This design comes from an exercise in tuning for small area on the open sky130 flow, not from production work.
In this exercise RTL edits were held to simulation tests only and were not proved equivalent to the original.
Some runs may be left out. An edit can pass the tests and still lose a function that they never use.

## flow/design.v in outline (module list and top-level ports)
// module lininterp: 3164 lines
// module lininterp_fa: 4 lines
// module lininterp_bsel: 3 lines
// module lininterp_ha: 4 lines
module	lininterp #(
		parameter	INW   = 28,
				OWID  = 28,
				MPREC = 28,
				CTRBITS = 32
	) (
		input	wire			i_clk,
		input	wire			i_reset,
		input	wire			i_ce,
		input	wire	[(CTRBITS-1):0]	i_step,
		input	wire	[(INW-1):0]	i_data,
		output	wire			o_ce,
		output	wire	[(OWID-1):0]	o_data
	);
  // ...
==> flow/flow/run.sh <==
#!/bin/bash
set -euo pipefail
export BUFFER_PORTS_ARGS="-buffer_cell sky130_fd_sc_hd__buf_1"
export CTS_ARGS="-sink_clustering_enable -repair_clock_nets -sink_clustering_size 12 -sink_clustering_max_diameter 100 -buf_list sky130_fd_sc_hd__clkbuf_8 -dont_use_dummy_load"
bash standard.sh finish > standard_flow.log 2>&1
==> flow/standard.sh <==
#!/bin/bash
# synth_recipe.tcl (not shown) runs the flow's synth.tcl, then flattens the netlist and writes it again
# the make line also repeats each setting of config.mk as NAME=value (left out here)
make -C /OpenROAD-flow-scripts/flow DESIGN_CONFIG=/design/flow/config.mk WORK_HOME=/design/flow/orfs CLKGATE_MAP_FILE= SYNTH_SCRIPT=/design/flow/synth_recipe.tcl "${@:-finish}"
==> flow/config.mk <==
export PLATFORM = sky130hd
export DESIGN_NAME = lininterp
export DESIGN_NICKNAME = lininterp
export VERILOG_FILES = /design/flow/design.v
export SDC_FILE = /design/flow/constraint.sdc
export NUM_CORES = 4
export LEC_CHECK = 0
export ABC_AREA = 1
export CAP_MARGIN = 5
export CORE_MARGIN = 2
export CORE_UTILIZATION = 65
export PLACE_DENSITY = 0.75
export SLEW_MARGIN = 5
export SYNTH_HIERARCHICAL = 1
export SYNTH_MINIMUM_KEEP_SIZE = 0
==> flow/constraint.sdc <==
create_clock -name core_clock -period 10.0 [get_ports {i_clk}]
set_input_delay 2.0000 -clock core_clock [delete_from_list [all_inputs] [get_ports {i_clk}]]
set_output_delay 2.0000 -clock core_clock [all_outputs]
set_load 0.01 [all_outputs]
run_1/layer_met1.png
Supply wires on this layer in gray.
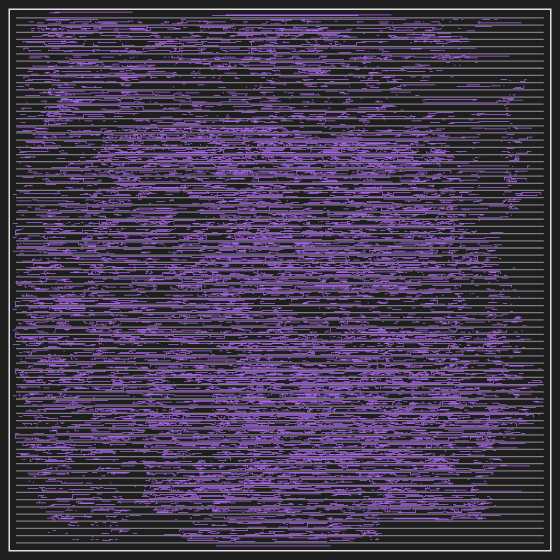
share of all routed wire: 37%
main direction: horizontal
longest straight run: 66.2 um
wire length on this layer: 27.9 mm
nets with wire on the layer: 2911
GR met1 Demand/Resource: 48.72%
WL final: 76140 um
Vias: 20150

run_1/layer_met2.png
The bar under the picture is 50 um long.
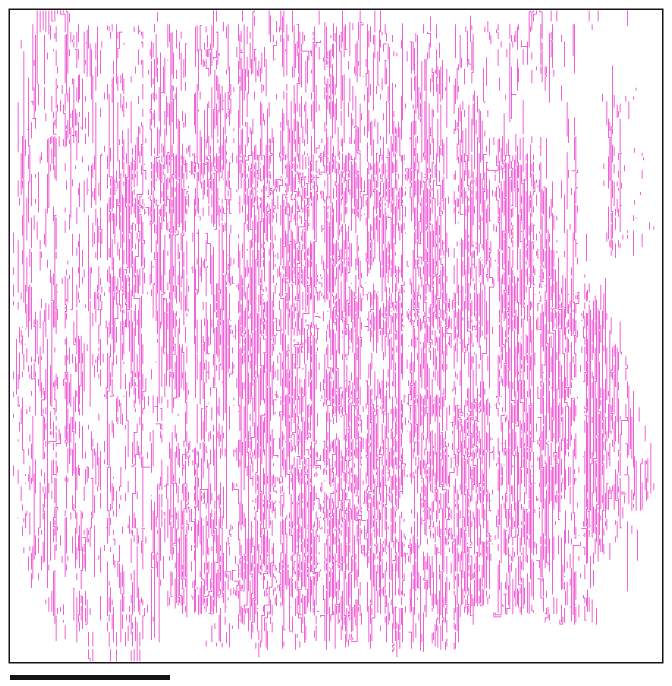
share of all routed wire: 44%
nets with wire on the layer: 2751
longest straight run: 78.5 um
wire length on this layer: 33.6 mm

run_1/layer_met3.png
The bar under the picture is 50 um long.
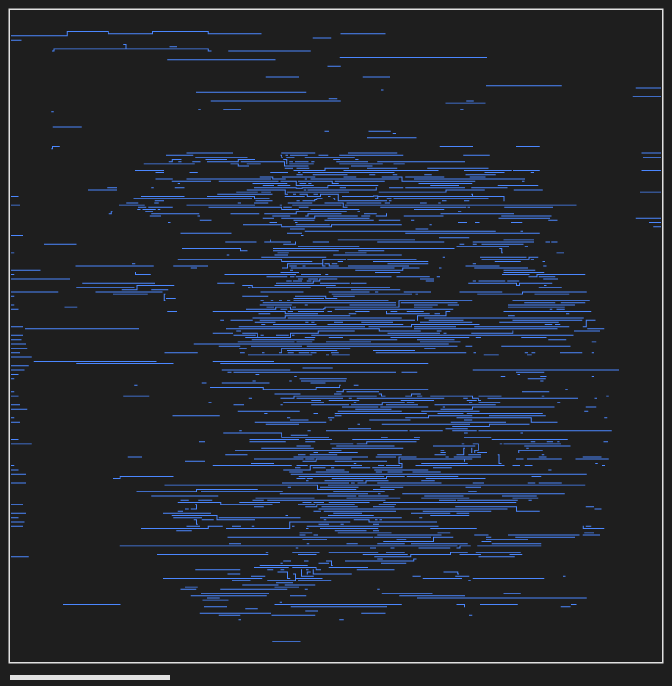
longest straight run: 106 um
nets with wire on the layer: 427
met3 global-route usage: 11.70%

==> flow_summary_export.csv, run 1 <==
group,metric,value,unit
logic_synthesis,synth_most_common_cell,"fa_1",
clock_network,ctsResizeCount,0,
timing,tns,0,ps
timing,fin_skew,46.17,ps
worst_setup_path,crit_fanout,21,
clock_network,path_clk_slew,80,ps
global_routing,grt_max_degree,59,
worst_setup_path,ff2ff_path_depth,40,
global_routing,grt_usage,37.51,%
clock_network,cts_tree,"done",
clock_network,postCtsSetupRepairBufs,0,
timing,tightest_slew,1144,ps
logic_synthesis,avgSynthCellArea,10.36,um2
logic_synthesis,synth_common_cells,"fa_1 (476), xor2_1 (418), o22ai_1 (391)",
route,ant_nets,0,
timing,fmax,0.1156,GHz
floorplan,die_area,41730,um2
timing,rsz0062_at_grt,"false",
logic_synthesis,syn_nets,3189,
floorplan,coreArea,39640,um2
logic_synthesis,synth_seq_cells,207,
global_routing,grt_pass1_vias,21310,
finish,largest_reg_flops,32,
floorplan,die_x,204.3,um
worst_setup_path,arrival,9120,ps
clock_network,cts_sinks,207,
logic_synthesis,synth_area,26070,um2
finish,drive_gt1_share,7.002,%
min_path,worstHoldPathCells,0,
timing,setup_viol,0,
logic_synthesis,ys_async_sr_fraction,0,%
logic_synthesis,ys_warn_count,7,
run_status,status,"no timing/DRC/antenna violations",
placed_design,dpl_cell_area,26820,um2
worst_setup_path,cp_top_family,"adder cells",
clock_network,htreeDepth,1,
clock_network,cts_buffer_depth,3,
logic_synthesis,synth_edf_count,85,
logic_synthesis,synth.distinct_cells,34,
global_routing,grt_pass1_wl,118600,um
worst_setup_path,start_kind,"flip-flop",
finish,final_core_util,68.43,%
worst_setup_path,critPathKind,"reg -> reg",
finish,area_delta_synth_final,4.041,%
floorplan,floorplan.die.height,204.3,um
finish,stdcell_area,27120,um2
## run 1: kinds of logic after synthesis
family | Yosys count | share of synthesized area (%)
xor+xnor | 423 | 14.21
buf+inv | 412 | 6.191
simple gates | 347 | 5.428
other cells | 1 | 0.01438
fa+ha+maj | 610 | 42.98
flops | 207 | 19.16
compound gates | 516 | 12.02
## run 1: per-stage QoR
stage | worst slack, ps
CTS | 1462
global route | 1015
floorplan | 2058
detailed placement | 1473
global placement | 1686
finish | 1347
## run 1: per-layer routing
layer / up-vias / GRT usage, % / part of all wire, %
met5: - / 0 / 0.017
met4: 2 / 19.23 / 6.1
met3: 408 / 11.70 / 13
met2: 1627 / 56.96 / 44
met1: 9804 / 48.72 / 37
li1: 8304 / - / -
## run 1: cell type report
class,instances,area [um2]
Fill cell,3098,12520
Timing Repair Buffer,165,898.4
Tap cell,525,656.9
Multi-Input combinational cell,1897,19530
Sequential cell,207,5012
Clock buffer,22,302.8
Inverter,194,728.2
## run 1: cells in the final DEF, fill, tap and decap left out, types with 2 or more instances in the layout
cell type and n:
ha_1 134, xnor2_1 5, o21ai_4 2, a41o_1 2, nand2_1 154, edfxtp_1 85
fa_1 476, a211oi_1 12, clkbuf_8 22, nor2_1 156, o22ai_1 391, nand4_1 7
nor4_1 3, nor2_2 2, o21ai_2 11, o21ai_0 33, inv_2 26, dfxtp_2 14
buf_4 74, nand2_2 16, buf_1 90, dfxtp_1 108, a31o_2 3, a21oi_1 59
clkinv_1 2, nand3_1 5, xor2_1 418, inv_1 166
run_1/placement.png
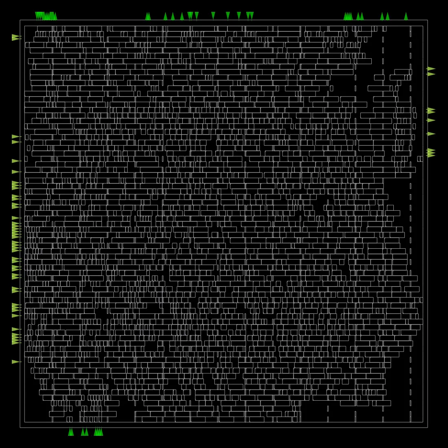

==> run 2, diff against run 1 <==
==> flow/run.sh (new file) <==
#!/bin/bash
# synth_recipe.tcl (not shown) runs the flow's synth.tcl, then flattens the netlist and writes it again
# the make line also repeats each setting of config.mk as NAME=value (left out here)
make -C /OpenROAD-flow-scripts/flow DESIGN_CONFIG=/design/flow/config.mk WORK_HOME=/design/flow/orfs CLKGATE_MAP_FILE= SYNTH_SCRIPT=/design/flow/synth_recipe.tcl finish
--- a/flow/config.mk
+++ b/flow/config.mk
@@ -11,2 +11,5 @@
 export CORE_UTILIZATION = 65
+export CTS_BUF_LIST = sky130_fd_sc_hd__clkbuf_8
+export CTS_CLUSTER_DIAMETER = 100
+export CTS_CLUSTER_SIZE = 12
 export PLACE_DENSITY = 0.75
removed: flow/flow/run.sh
removed: flow/standard.sh
run_2/placement.png
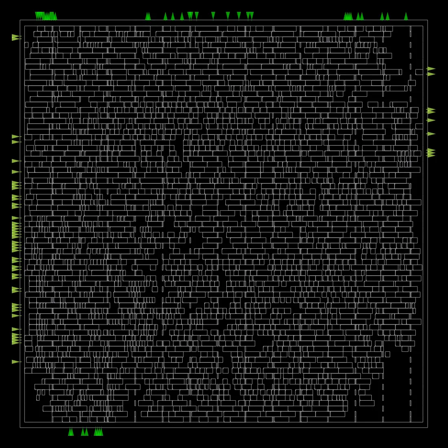
fillers: 3004
Core ar.: 39640 um2
sequential portion of the cell area: 18.04%

run_2/layer_met2.png
The bar under the picture is 50 um long.
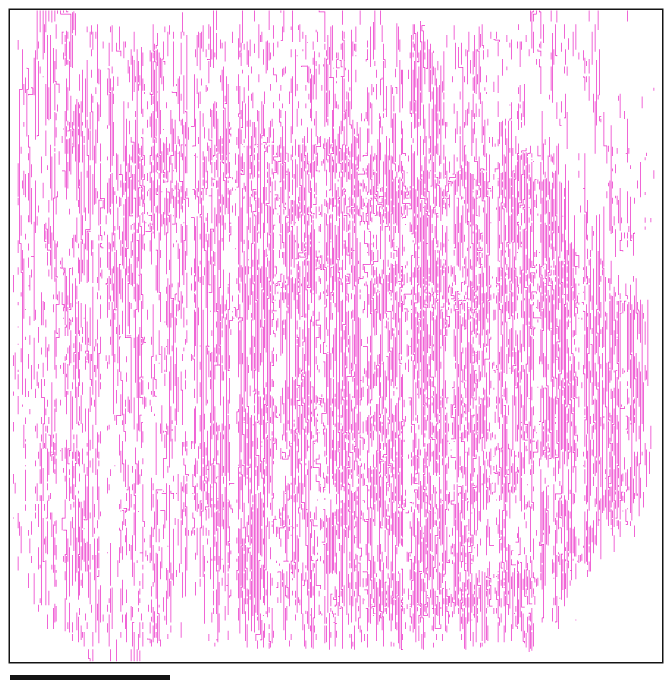
wire length on this layer: 33.8 mm
main direction: vertical
share of all routed wire: 44%
longest straight run: 87.0 um
global routing usage on met2: 57.51%
Vias: 20240

==> run 2 against run 1 <==
Against the previous run:
- critical path depth decreased by 8
- worst hold slack better by 3.8 ps
- synthesized cell count stayed put
- utilization grew 1.7 points
- critical path type unchanged
- critical endpoint unchanged
- largest cell class unchanged
==> flow_summary_export.csv, run 2 <==
group,metric,value,unit
run_status,status,"no timing/DRC/antenna violations",
logic_synthesis,synth_top_family_by_area,"adder cells",
logic_synthesis,synth_seq_cells,207,
worst_setup_path,arrival,9200,ps
floorplan,io_pins,92,
timing,setup_viol,0,
route,drcViolationCount,0,
logic_synthesis,ys_warn_count,7,
timing,finalCriticalPeriod,8718,ps
min_path,hp-class,"reg -> reg",
clock_network,cts_buffer_depth,3,
floorplan,floorplan.die.height,204.3,um
timing,tns,0,ps
logic_synthesis,synth.area.mux_share,0,%
clock_network,postCtsSetupRepairBufs,0,
finish,area_delta_synth_final,6.570,%
global_routing,grt_usage,38.17,%
clock_network,cts_tree,"done",
logic_synthesis,synth.distinct_cells,34,
global_routing,antenna_found_initial,0,
logic_synthesis,synth_xor_area_share,14.21,%
logic_synthesis,syn_nets,3189,
route,first_iter_violations,2629,
clock_network,cts_sinks,207,
worst_setup_path,ff2ff_path_depth,32,
floorplan,die_x,204.3,um
global_routing,grt_max_degree,59,
global_routing,grt_pass1_vias,21050,
job,drv_cap,0,
finish,final_common_cell,"fa_1",
timing,hold_viol,0,
worst_setup_path,crit_fanout,22,
finish,multi_input_area,19530,um2
worst_setup_path,critPathKind,"reg -> reg",
logic_synthesis,ys_async_sr_fraction,0,%
placed_design,place_congestion,1.001,
route,ant_nets,0,
worst_setup_path,cp_common_cell,"fa_1",
finish,drive_gt1_share,7.048,%
worst_setup_path,r2r_slack,1280,ps
global_routing,grt_pass1_wl,119900,um
logic_synthesis,avgSynthCellArea,10.36,um2
clock_network,cts-root-buf,"clkbuf_8",
placed_design,dp.cells,2986,
route,wl,77500,um
floorplan,rows,73,
global_routing,grt_overflow,0,
logic_synthesis,synth_area,26070,um2
finish,final_core_util,70.09,%
timing,rsz0062_at_grt,"false",
finish,stdcell_area,27780,um2
route,routed_via_density,6.696,
logic_synthesis,synth_common_cells,"fa_1 (476), xor2_1 (418), o22ai_1 (391)",
logic_synthesis,ys.flop_type,"dfxtp_1",
floorplan,initial_utilization,65.77,%
finish,largest_reg_flops,32,
timing,tightest_slew,1194,ps
finish,register_area,5012,um2
clock_network,path_clk_slew,90,ps
placed_design,dpl_cell_area,27370,um2
finish,final_cell_mix,"fa_1 (476), xor2_1 (418), o22ai_1 (391)",
timing,slew_headroom,20.43,%
logic_synthesis,synth_fa_ha_area_share,42.98,%
timing,fmax,0.1147,GHz
clock_network,hold_buffers,0,
logic_synthesis,yosysTopAreaCell,"fa_1",
worst_setup_path,start_kind,"flip-flop",
route,routedWlPerCell,25.64,um
placed_design,port_buffers,91,
min_path,worstHoldPathCells,0,
logic_synthesis,synth_edf_count,85,
logic_synthesis,synth_most_common_cell,"fa_1",
finish,stdcell_count,3023,
logic_synthesis,synthSimpleGateAreaFrac,5.428,%
clock_network,cts_buffers,22,
clock_network,htreeDepth,1,
logic_synthesis,synth_compound_area_share,12.02,%
placed_design,dp_hpwl,55120,um
floorplan,die_area,41730,um2
logic_synthesis,ys_seq_area_share,19.16,%
timing,fin_skew,26.77,ps
timing,slew_violations,0,
clock_network,ctsResizeCount,0,
## run 2: cell counts after synthesis
Identical to the previous run, type by type.
## run 2: kinds of logic after synthesis
kind of cell | after synthesis
flops | 207
fa+ha+maj | 610
compound gates | 516
xor+xnor | 423
other cells | 1
buf+inv | 412
simple gates | 347
## run 2: layer usage
metal | vias to the layer above | part of all wire, % | GRT usage [%]
li1 | 8322 | - | -
met1 | 9973 | 37 | 51.00
met2 | 1604 | 44 | 57.51
met3 | 344 | 13 | 11.11
met4 | 0 | 5.8 | 18.50
met5 | - | 0 | 0
## run 2: final cells by class
class,instances,share of cell area [%]
Multi-Input combinational cell,1897,70.28
Sequential cell,207,18.04
Timing Repair Buffer,163,5.206
Inverter,194,2.621
Tap cell,525,2.364
Clock buffer,22,1.090
Clock inverter,14,0.3918
Antenna cell,1,0.009007
## run 2: stage by stage
step | hold slack [ps] | setup slack, ps
global placement | 387.4 | 1561
floorplan | 385.5 | 2058
finish | 404.8 | 1282
CTS | 405.3 | 1422
detailed placement | 388.7 | 1446
global route | 410.0 | 976.2
## run 2: critical path: cells and delay by family (launching register included)
kind / cells / cell delay (ps)
fa+ha+maj: 14 / 5310
simple gates: 12 / 840
flops: 1 / 760
compound gates: 2 / 870
xor+xnor: 2 / 370
buf+inv: 2 / 460
run_2/layer_met1.png
Supply wires on this layer in gray.
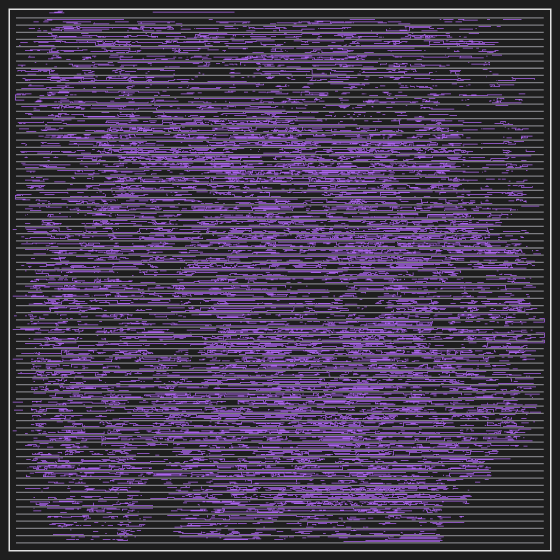

==> run 3, diff against run 2 <==
==> flow/flow/run.sh (new file) <==
#!/bin/bash
set -euo pipefail
export BUFFER_PORTS_ARGS="-buffer_cell sky130_fd_sc_hd__buf_1"
export CTS_ARGS="-sink_clustering_enable -repair_clock_nets -sink_clustering_size 14 -sink_clustering_max_diameter 100 -buf_list {sky130_fd_sc_hd__clkbuf_4 sky130_fd_sc_hd__clkbuf_8} -dont_use_dummy_load"
bash standard.sh finish > standard_flow.log 2>&1
==> flow/standard.sh (new file) <==
#!/bin/bash
# synth_recipe.tcl (not shown) runs the flow's synth.tcl, then flattens the netlist and writes it again
# the make line also repeats each setting of config.mk as NAME=value (left out here)
make -C /OpenROAD-flow-scripts/flow DESIGN_CONFIG=/design/flow/config.mk WORK_HOME=/design/flow/orfs CLKGATE_MAP_FILE= SYNTH_SCRIPT=/design/flow/synth_recipe.tcl "${@:-finish}"
--- a/flow/config.mk
+++ b/flow/config.mk
@@ -11,5 +11,2 @@
 export CORE_UTILIZATION = 65
-export CTS_BUF_LIST = sky130_fd_sc_hd__clkbuf_8
-export CTS_CLUSTER_DIAMETER = 100
-export CTS_CLUSTER_SIZE = 12
 export PLACE_DENSITY = 0.75
removed: flow/run.sh
run_3/layer_met1.png
Supply wires on this layer in gray.
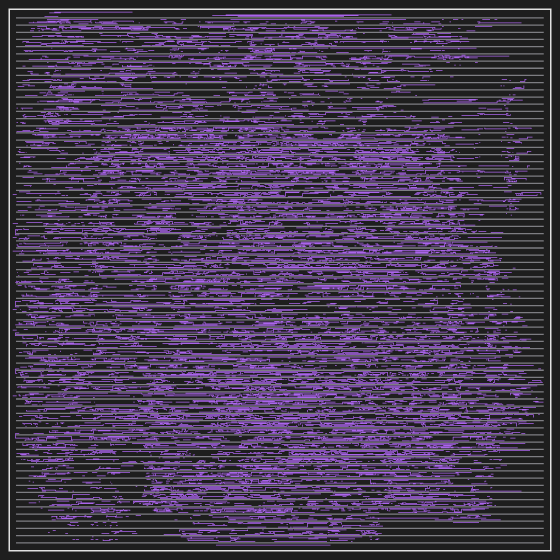
share of all routed wire: 37%
wire length on this layer: 27.9 mm
longest straight run: 66.2 um
main direction: horizontal
Vias: 20070
GR met1 Demand/Resource: 48.61%

==> run 3 against run 2 <==
Against the previous run:
- still clean on timing, DRC and antenna
- cell count fell by 0.53%
- synthesized cell count did not move
- die area did not move
- count of clock-buffer cells in the layout fell by 3
- cell area fell by 2.5%
==> flow_summary_export.csv, run 3 <==
group,metric,value,unit
finish,register_area,5012,um2
route,wl_met3,9624,um
timing,tns,0,ps
clock_network,htreeDepth,1,
min_path,worstHoldPathCells,0,
timing,setup_viol,0,
global_routing,grt_usage,37.57,%
worst_setup_path,arrival,9130,ps
logic_synthesis,synth_area,26070,um2
floorplan,initial_utilization,65.77,%
logic_synthesis,ys_seq_area_share,19.16,%
worst_setup_path,r2r_slack,1330,ps
logic_synthesis,ys_async_sr_fraction,0,%
finish,area_delta_synth_final,3.883,%
run_status,status,"no timing/DRC/antenna violations",
floorplan,io_pins,92,
worst_setup_path,cp_num_cells,40,
timing,fin_skew,43.37,ps
finish,stdcell_area,27080,um2
placed_design,dp_hpwl,55080,um
logic_synthesis,avgSynthCellArea,10.36,um2
timing,tightest_slew,1171,ps
timing,finalCriticalPeriod,8668,ps
clock_network,cts_buffers,19,
floorplan,die_area,41730,um2
route,routed_via_density,6.673,
worst_setup_path,ff2ff_path_depth,40,
global_routing,antenna_found_initial,2,
timing,slew_violations,0,
route,wl_met2,34000,um
clock_network,path_clk_slew,90,ps
finish,antenna_cells,0,
finish,multi_input_area,19530,um2
timing,hold_viol,0,
timing,fmax,0.1154,GHz
worst_setup_path,crit_fanout,21,
logic_synthesis,synth_seq_cells,207,
finish,fillers,3106,
logic_synthesis,syn_nets,3189,
floorplan,rows,73,
finish,final_common_cell,"fa_1",
placed_design,dp.cells,2988,
global_routing,grt_pass1_wl,118500,um
finish,largest_reg_flops,32,
route,met1_length,27940,um
logic_synthesis,synth_edf_count,85,
timing,slew_headroom,21.71,%
min_path,hp-class,"reg -> reg",
route,ant_nets,0,
clock_network,ctsResizeCount,0,
global_routing,grt_overflow,0,
placed_design,place_congestion,1.044,
worst_setup_path,path_buf_inv,1,
finish,final_cell_mix,"fa_1 (476), xor2_1 (418), o22ai_1 (391)",
clock_network,cts_tree,"done",
route,first_iter_violations,2698,
finish,stdcell_count,3007,
floorplan,die_x,204.3,um
placed_design,port_buffers,91,
route,drcViolationCount,0,
clock_network,postCtsSetupRepairBufs,0,
route,routedWlPerCell,25.33,um
logic_synthesis,yosysTopAreaCell,"fa_1",
placed_design,dpl_cell_area,26820,um2
clock_network,cts_sinks,207,
worst_setup_path,critPathKind,"reg -> reg",
run_3/layer_met2.png
The bar under the picture is 50 um long.
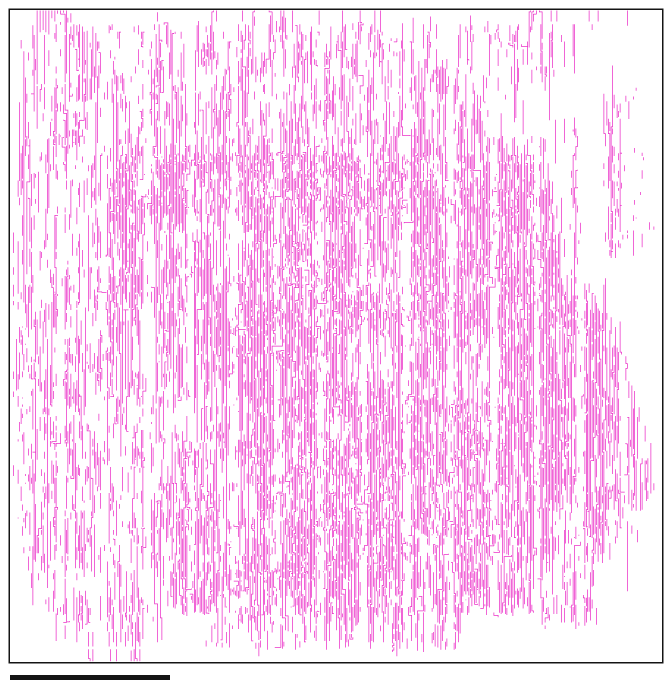
main direction: vertical
share of all routed wire: 45%
nets with wire on the layer: 2748
wire length on this layer: 34.0 mm
WL final: 76160 um
global routing usage on met2: 57.30%

[run 3: cells by family (layout without fill, tap and decap cells)]
logic type	Yosys count	count (layout)	synth area share (%)
adder cells (fa/ha/maj)	610	610	42.98
AO/OA/AOI/OAI	516	516	12.02
XOR/XNOR	423	423	14.21
buffers and inverters	412	378	6.191
AND/OR/NAND/NOR	347	347	5.428
flip-flops	207	207	19.16
other	1	1	0.01438
[run 3: worst register-to-register path: cells and delay by family, from the launching register on]
family / cells / cell delay, ps
AO/OA/AOI/OAI: 2 / 540
adder cells (fa/ha/maj): 14 / 5060
flip-flops: 1 / 650
XOR/XNOR: 2 / 380
buffers and inverters: 1 / 380
AND/OR/NAND/NOR: 21 / 1560
[run 3: per-layer routing]
layer	vias to the layer above	global-route usage, %
met5	-	0
met4	4	19.46
met3	377	11.53
met2	1556	57.30
met1	9827	48.61
li1	8303	-
[run 3: layout make-up]
class                      instances  area share [%]
multi-input combinational       1897           72.10
sequential                       207           18.51
timing repair buffer             165           3.317
inverter                         194           2.689
tap                              525           2.425
clock buffer                      19          0.9655
[run 3: metrics by stage]
step	util [%]	worst slack (ps)	hold slack [ps]
after floorplan	-	2058	385.5
after global placement	67.66	1686	388.5
after detailed placement	67.66	1473	388.7
after CTS	68.32	1475	403.4
after global routing	68.32	992.5	414.9
final	68.32	1332	403.6
run_3/clocks.png
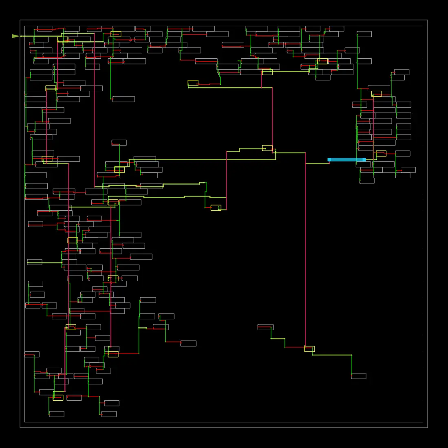

## Run 4: large edit since run 3, in outline
flow/design.v: 3176 -> 3175 lines; modules unchanged: 3
  lininterp: edited, 3164 -> 3153 lines
  lininterp_fag: new, 5 lines
  lininterp_hag: new, 5 lines
==> module lininterp_hag as of run 4 <==
module lininterp_hag(input wire a, input wire b, input wire en, output wire s, output wire co);
	wire	bg = b & en;
	assign s = a ^ bg;
	assign co = a & bg;
endmodule
==> module lininterp_fag as of run 4 <==
module lininterp_fag(input wire a, input wire b, input wire en, input wire c, output wire s, output wire co);
	wire	bg = b & en;
	assign s = a ^ bg ^ c;
	assign co = (a & bg) | (c & (a ^ bg));
endmodule
run_4/clocks.png
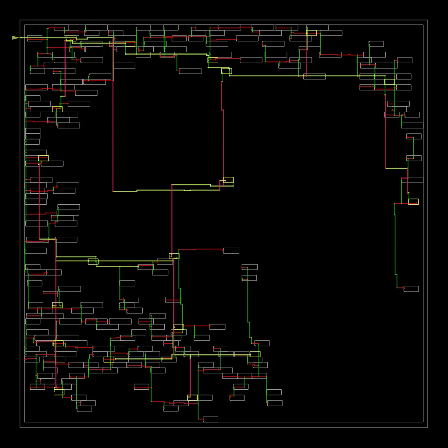
Layout clock buffers: 19

==> run 4 against run 3 <==
Against the previous run:
- clock skew rose by 24 ps
- critical endpoint unchanged
- die area fell by 0.58%
- sequential share of layout area rose by 0.20 points
- worst setup slack got worse by 92 ps
- via count fell by 2.7%
- non-clock buffer count fell by 16
- largest cell class unchanged
- synthesized cell count rose by 0.56%
- still clean
- highest routed layer unchanged
==> flow_summary_export.csv, run 4 <==
group,metric,value,unit
clock_network,cts_tree,"done",
floorplan,die_x,203.7,um
logic_synthesis,ys_async_sr_fraction,0,%
floorplan,coreArea,39550,um2
job,drv_cap,0,
logic_synthesis,ys_seq_area_share,19.27,%
worst_setup_path,ff2ff_path_depth,38,
run_status,status,"no timing/DRC/antenna violations",
worst_setup_path,arrival,9270,ps
logic_synthesis,avgSynthCellArea,10.24,um2
clock_network,htreeDepth,1,
worst_setup_path,crit_fanout,28,
logic_synthesis,ys.flop_type,"dfxtp_1",
finish,stdcell_count,3006,
clock_network,ctsResizeCount,0,
placed_design,port_buffers,91,
finish,largest_reg_flops,32,
clock_network,cts-root-buf,"clkbuf_8",
finish,area_delta_synth_final,3.379,%
global_routing,antenna_found_initial,2,
finish,multi_input_area,19350,um2
worst_setup_path,start_kind,"flip-flop",
logic_synthesis,ys_warn_count,7,
timing,fin_skew,67.53,ps
timing,setup_viol,0,
timing,hold_ws,408.5,ps
finish,register_area,5012,um2
clock_network,cts_buffers,19,
logic_synthesis,synth_common_cells,"fa_1 (476), xor2_1 (404), o22ai_1 (391)",
route,drcViolationCount,0,
logic_synthesis,yosysTopAreaCell,"fa_1",
floorplan,die_area,41490,um2
route,routedWlPerCell,23.30,um
floorplan,floorplan.die.height,203.7,um
timing,fmax,0.1142,GHz
clock_network,postCtsSetupRepairBufs,0,
global_routing,grt_overflow,0,
global_routing,grt_max_degree,59,
placed_design,place_congestion,1.012,
min_path,hp-class,"reg -> reg",
logic_synthesis,synth.distinct_cells,33,
floorplan,io_pins,92,
timing,hold_viol,0,
min_path,worstHoldPathCells,0,
logic_synthesis,synth_seq_cells,207,
clock_network,hold_buffers,0,
clock_network,cts_buffer_depth,3,
floorplan,rows,73,
timing,rsz0062_at_grt,"false",
timing,tightest_slew,1185,ps
run_4/layer_met3.png
The bar under the picture is 50 um long.
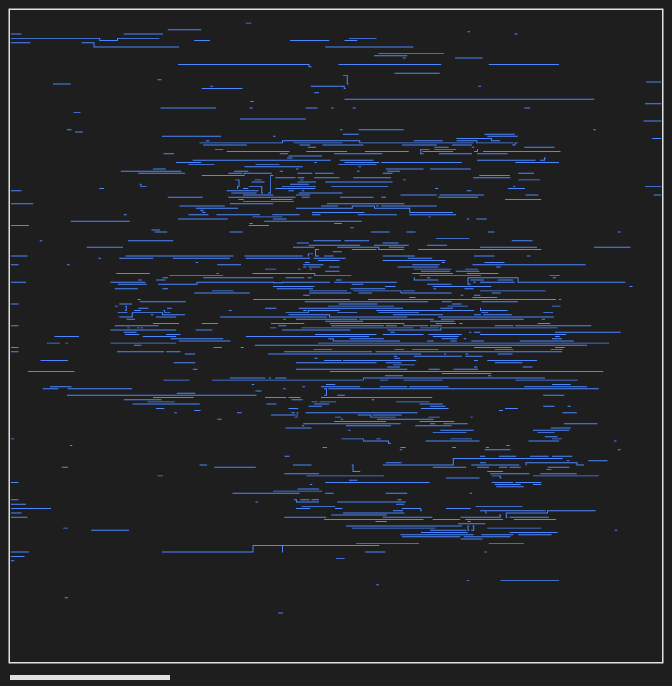
share of all routed wire: 9.6%
nets with wire on the layer: 337
wire length on this layer: 6700 um
longest straight run: 104 um
met3 global-route usage: 7.143%
WL final: 70050 um
Vias: 19520

-- run 4: area by class of cell --
class                   count  share of cell area, %
flip-flops and latches    207                  18.71
well taps                 525                  2.452
repair buffers            149                  2.905
multi-input cells        1911                  72.23
inverters                 194                  2.718
clock buffers              19                 0.9760
diodes                      1               0.009339
-- run 4: kinds of logic after synthesis --
| group | after synthesis | share of synthesized area, % |
|---|---|---|
| other | 1 | 0.01447 |
| XOR/XNOR | 409 | 13.82 |
| AND/OR/NAND/NOR | 389 | 6.305 |
| buffers and inverters | 412 | 6.054 |
| AO/OA/AOI/OAI | 515 | 11.93 |
| flip-flops | 207 | 19.27 |
| adder cells (fa/ha/maj) | 597 | 42.61 |
-- run 4: critical path: cells and delay by family (launching register included) --
| kind | cells | cell delay, ps |
|---|---|---|
| adders and majority gates | 14 | 5050 |
| and+or+nand+nor | 20 | 2470 |
| AOI/OAI and AO/OA | 1 | 390 |
| xor gates and xnor gates | 2 | 360 |
| DFF | 1 | 350 |
| buffers and inverters | 1 | 70 |
-- run 4: metal layers --
metal  routed length (um)  GRT usage (%)  vias up
met2                33470          57.80     1183
met1                26140          45.63     9791
met4                 3723          16.58        2
met5                    8         0.5952        -
met3                 6702          7.143      257
li1                     -              -     8283
-- run 4: per-stage QoR --
stage                     cell area [um2]  utilization (%)  worst slack [ps]
after floorplan                     25920                -              2058
after global placement              26530            67.08              1610
after detailed placement            26530            67.08              1379
after CTS                           26790            67.74              1344
after global routing                26790            67.74             836.7
final                               26790            67.75              1240

==> layout pictures side by side <==
The metal 4 layer.
The bar under the picture is 50 um long. Supply wires on this layer in gray.
image #1
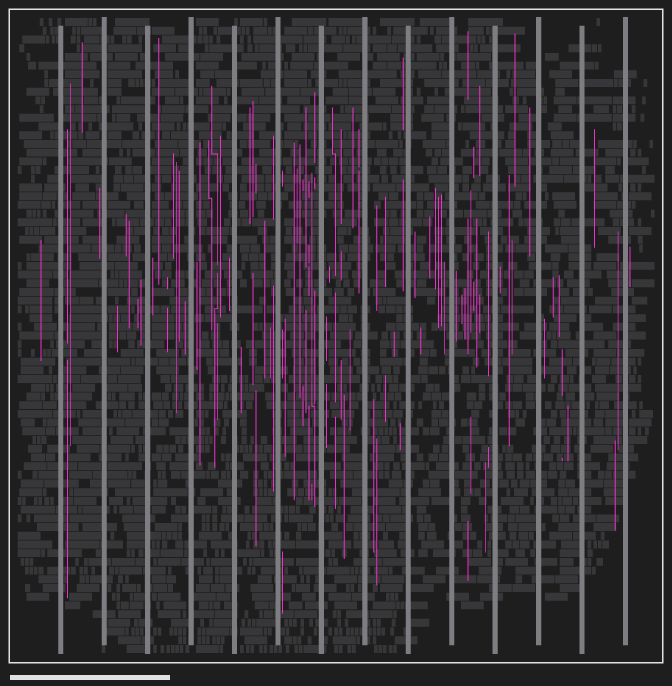
image #2
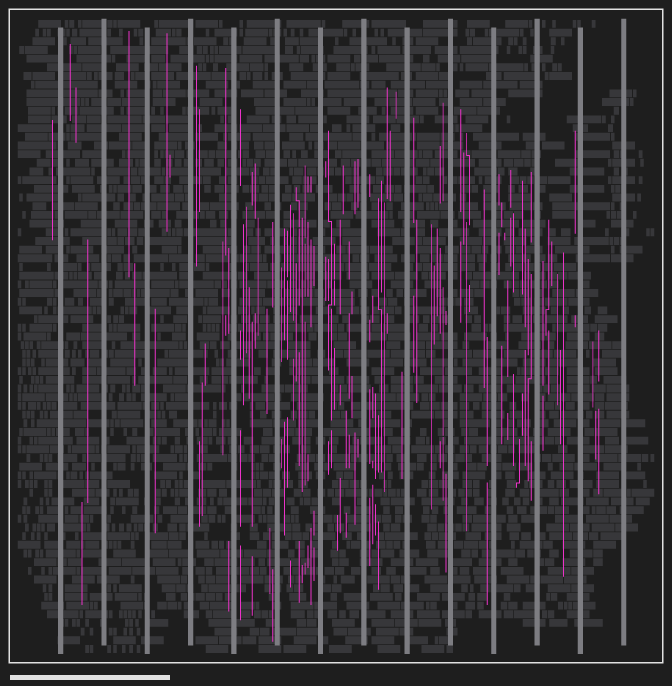
For run 3, see image #2.
For run 4, see image #1.

Key to image #1:
main direction: vertical
longest straight run: 113 um
wire length on this layer: 3720 um
nets with wire on the layer: 94
share of all routed wire: 5.3%

-- port drivers added, routing unchanged --
The flow's constraints put no driver on any port. The routed layouts listed below were extracted and timed again, unchanged, in two steps. Step 1 assumes that a clkbuf_16 drives the clock port and a buf_2 every other input. Step 2 moves the port delays by t, midway between the first and last clock arrival at a register: inputs arrive t later, outputs are due t later. That takes back most of the time a late clock gives input paths. Three values: ideal, step 1, step 2; two values: the first two.
run | shift t [ns] | setup WS [ns] | worst setup path after step 2 | worst register clock-pin slew, ns
run 1 | 0.609 | 1.347 / 1.347 / 1.347 | register to register | 0.09 / 0.09
run 2 | 0.641 | 1.282 / 1.282 / 1.282 | register to register | 0.09 / 0.09
run 3 | 0.625 | 1.332 / 1.332 / 1.332 | register to register | 0.10 / 0.10
run 4 | 0.608 | 1.240 / 1.240 / 1.240 | register to register | 0.10 / 0.10
After both steps every run listed still meets setup and hold.
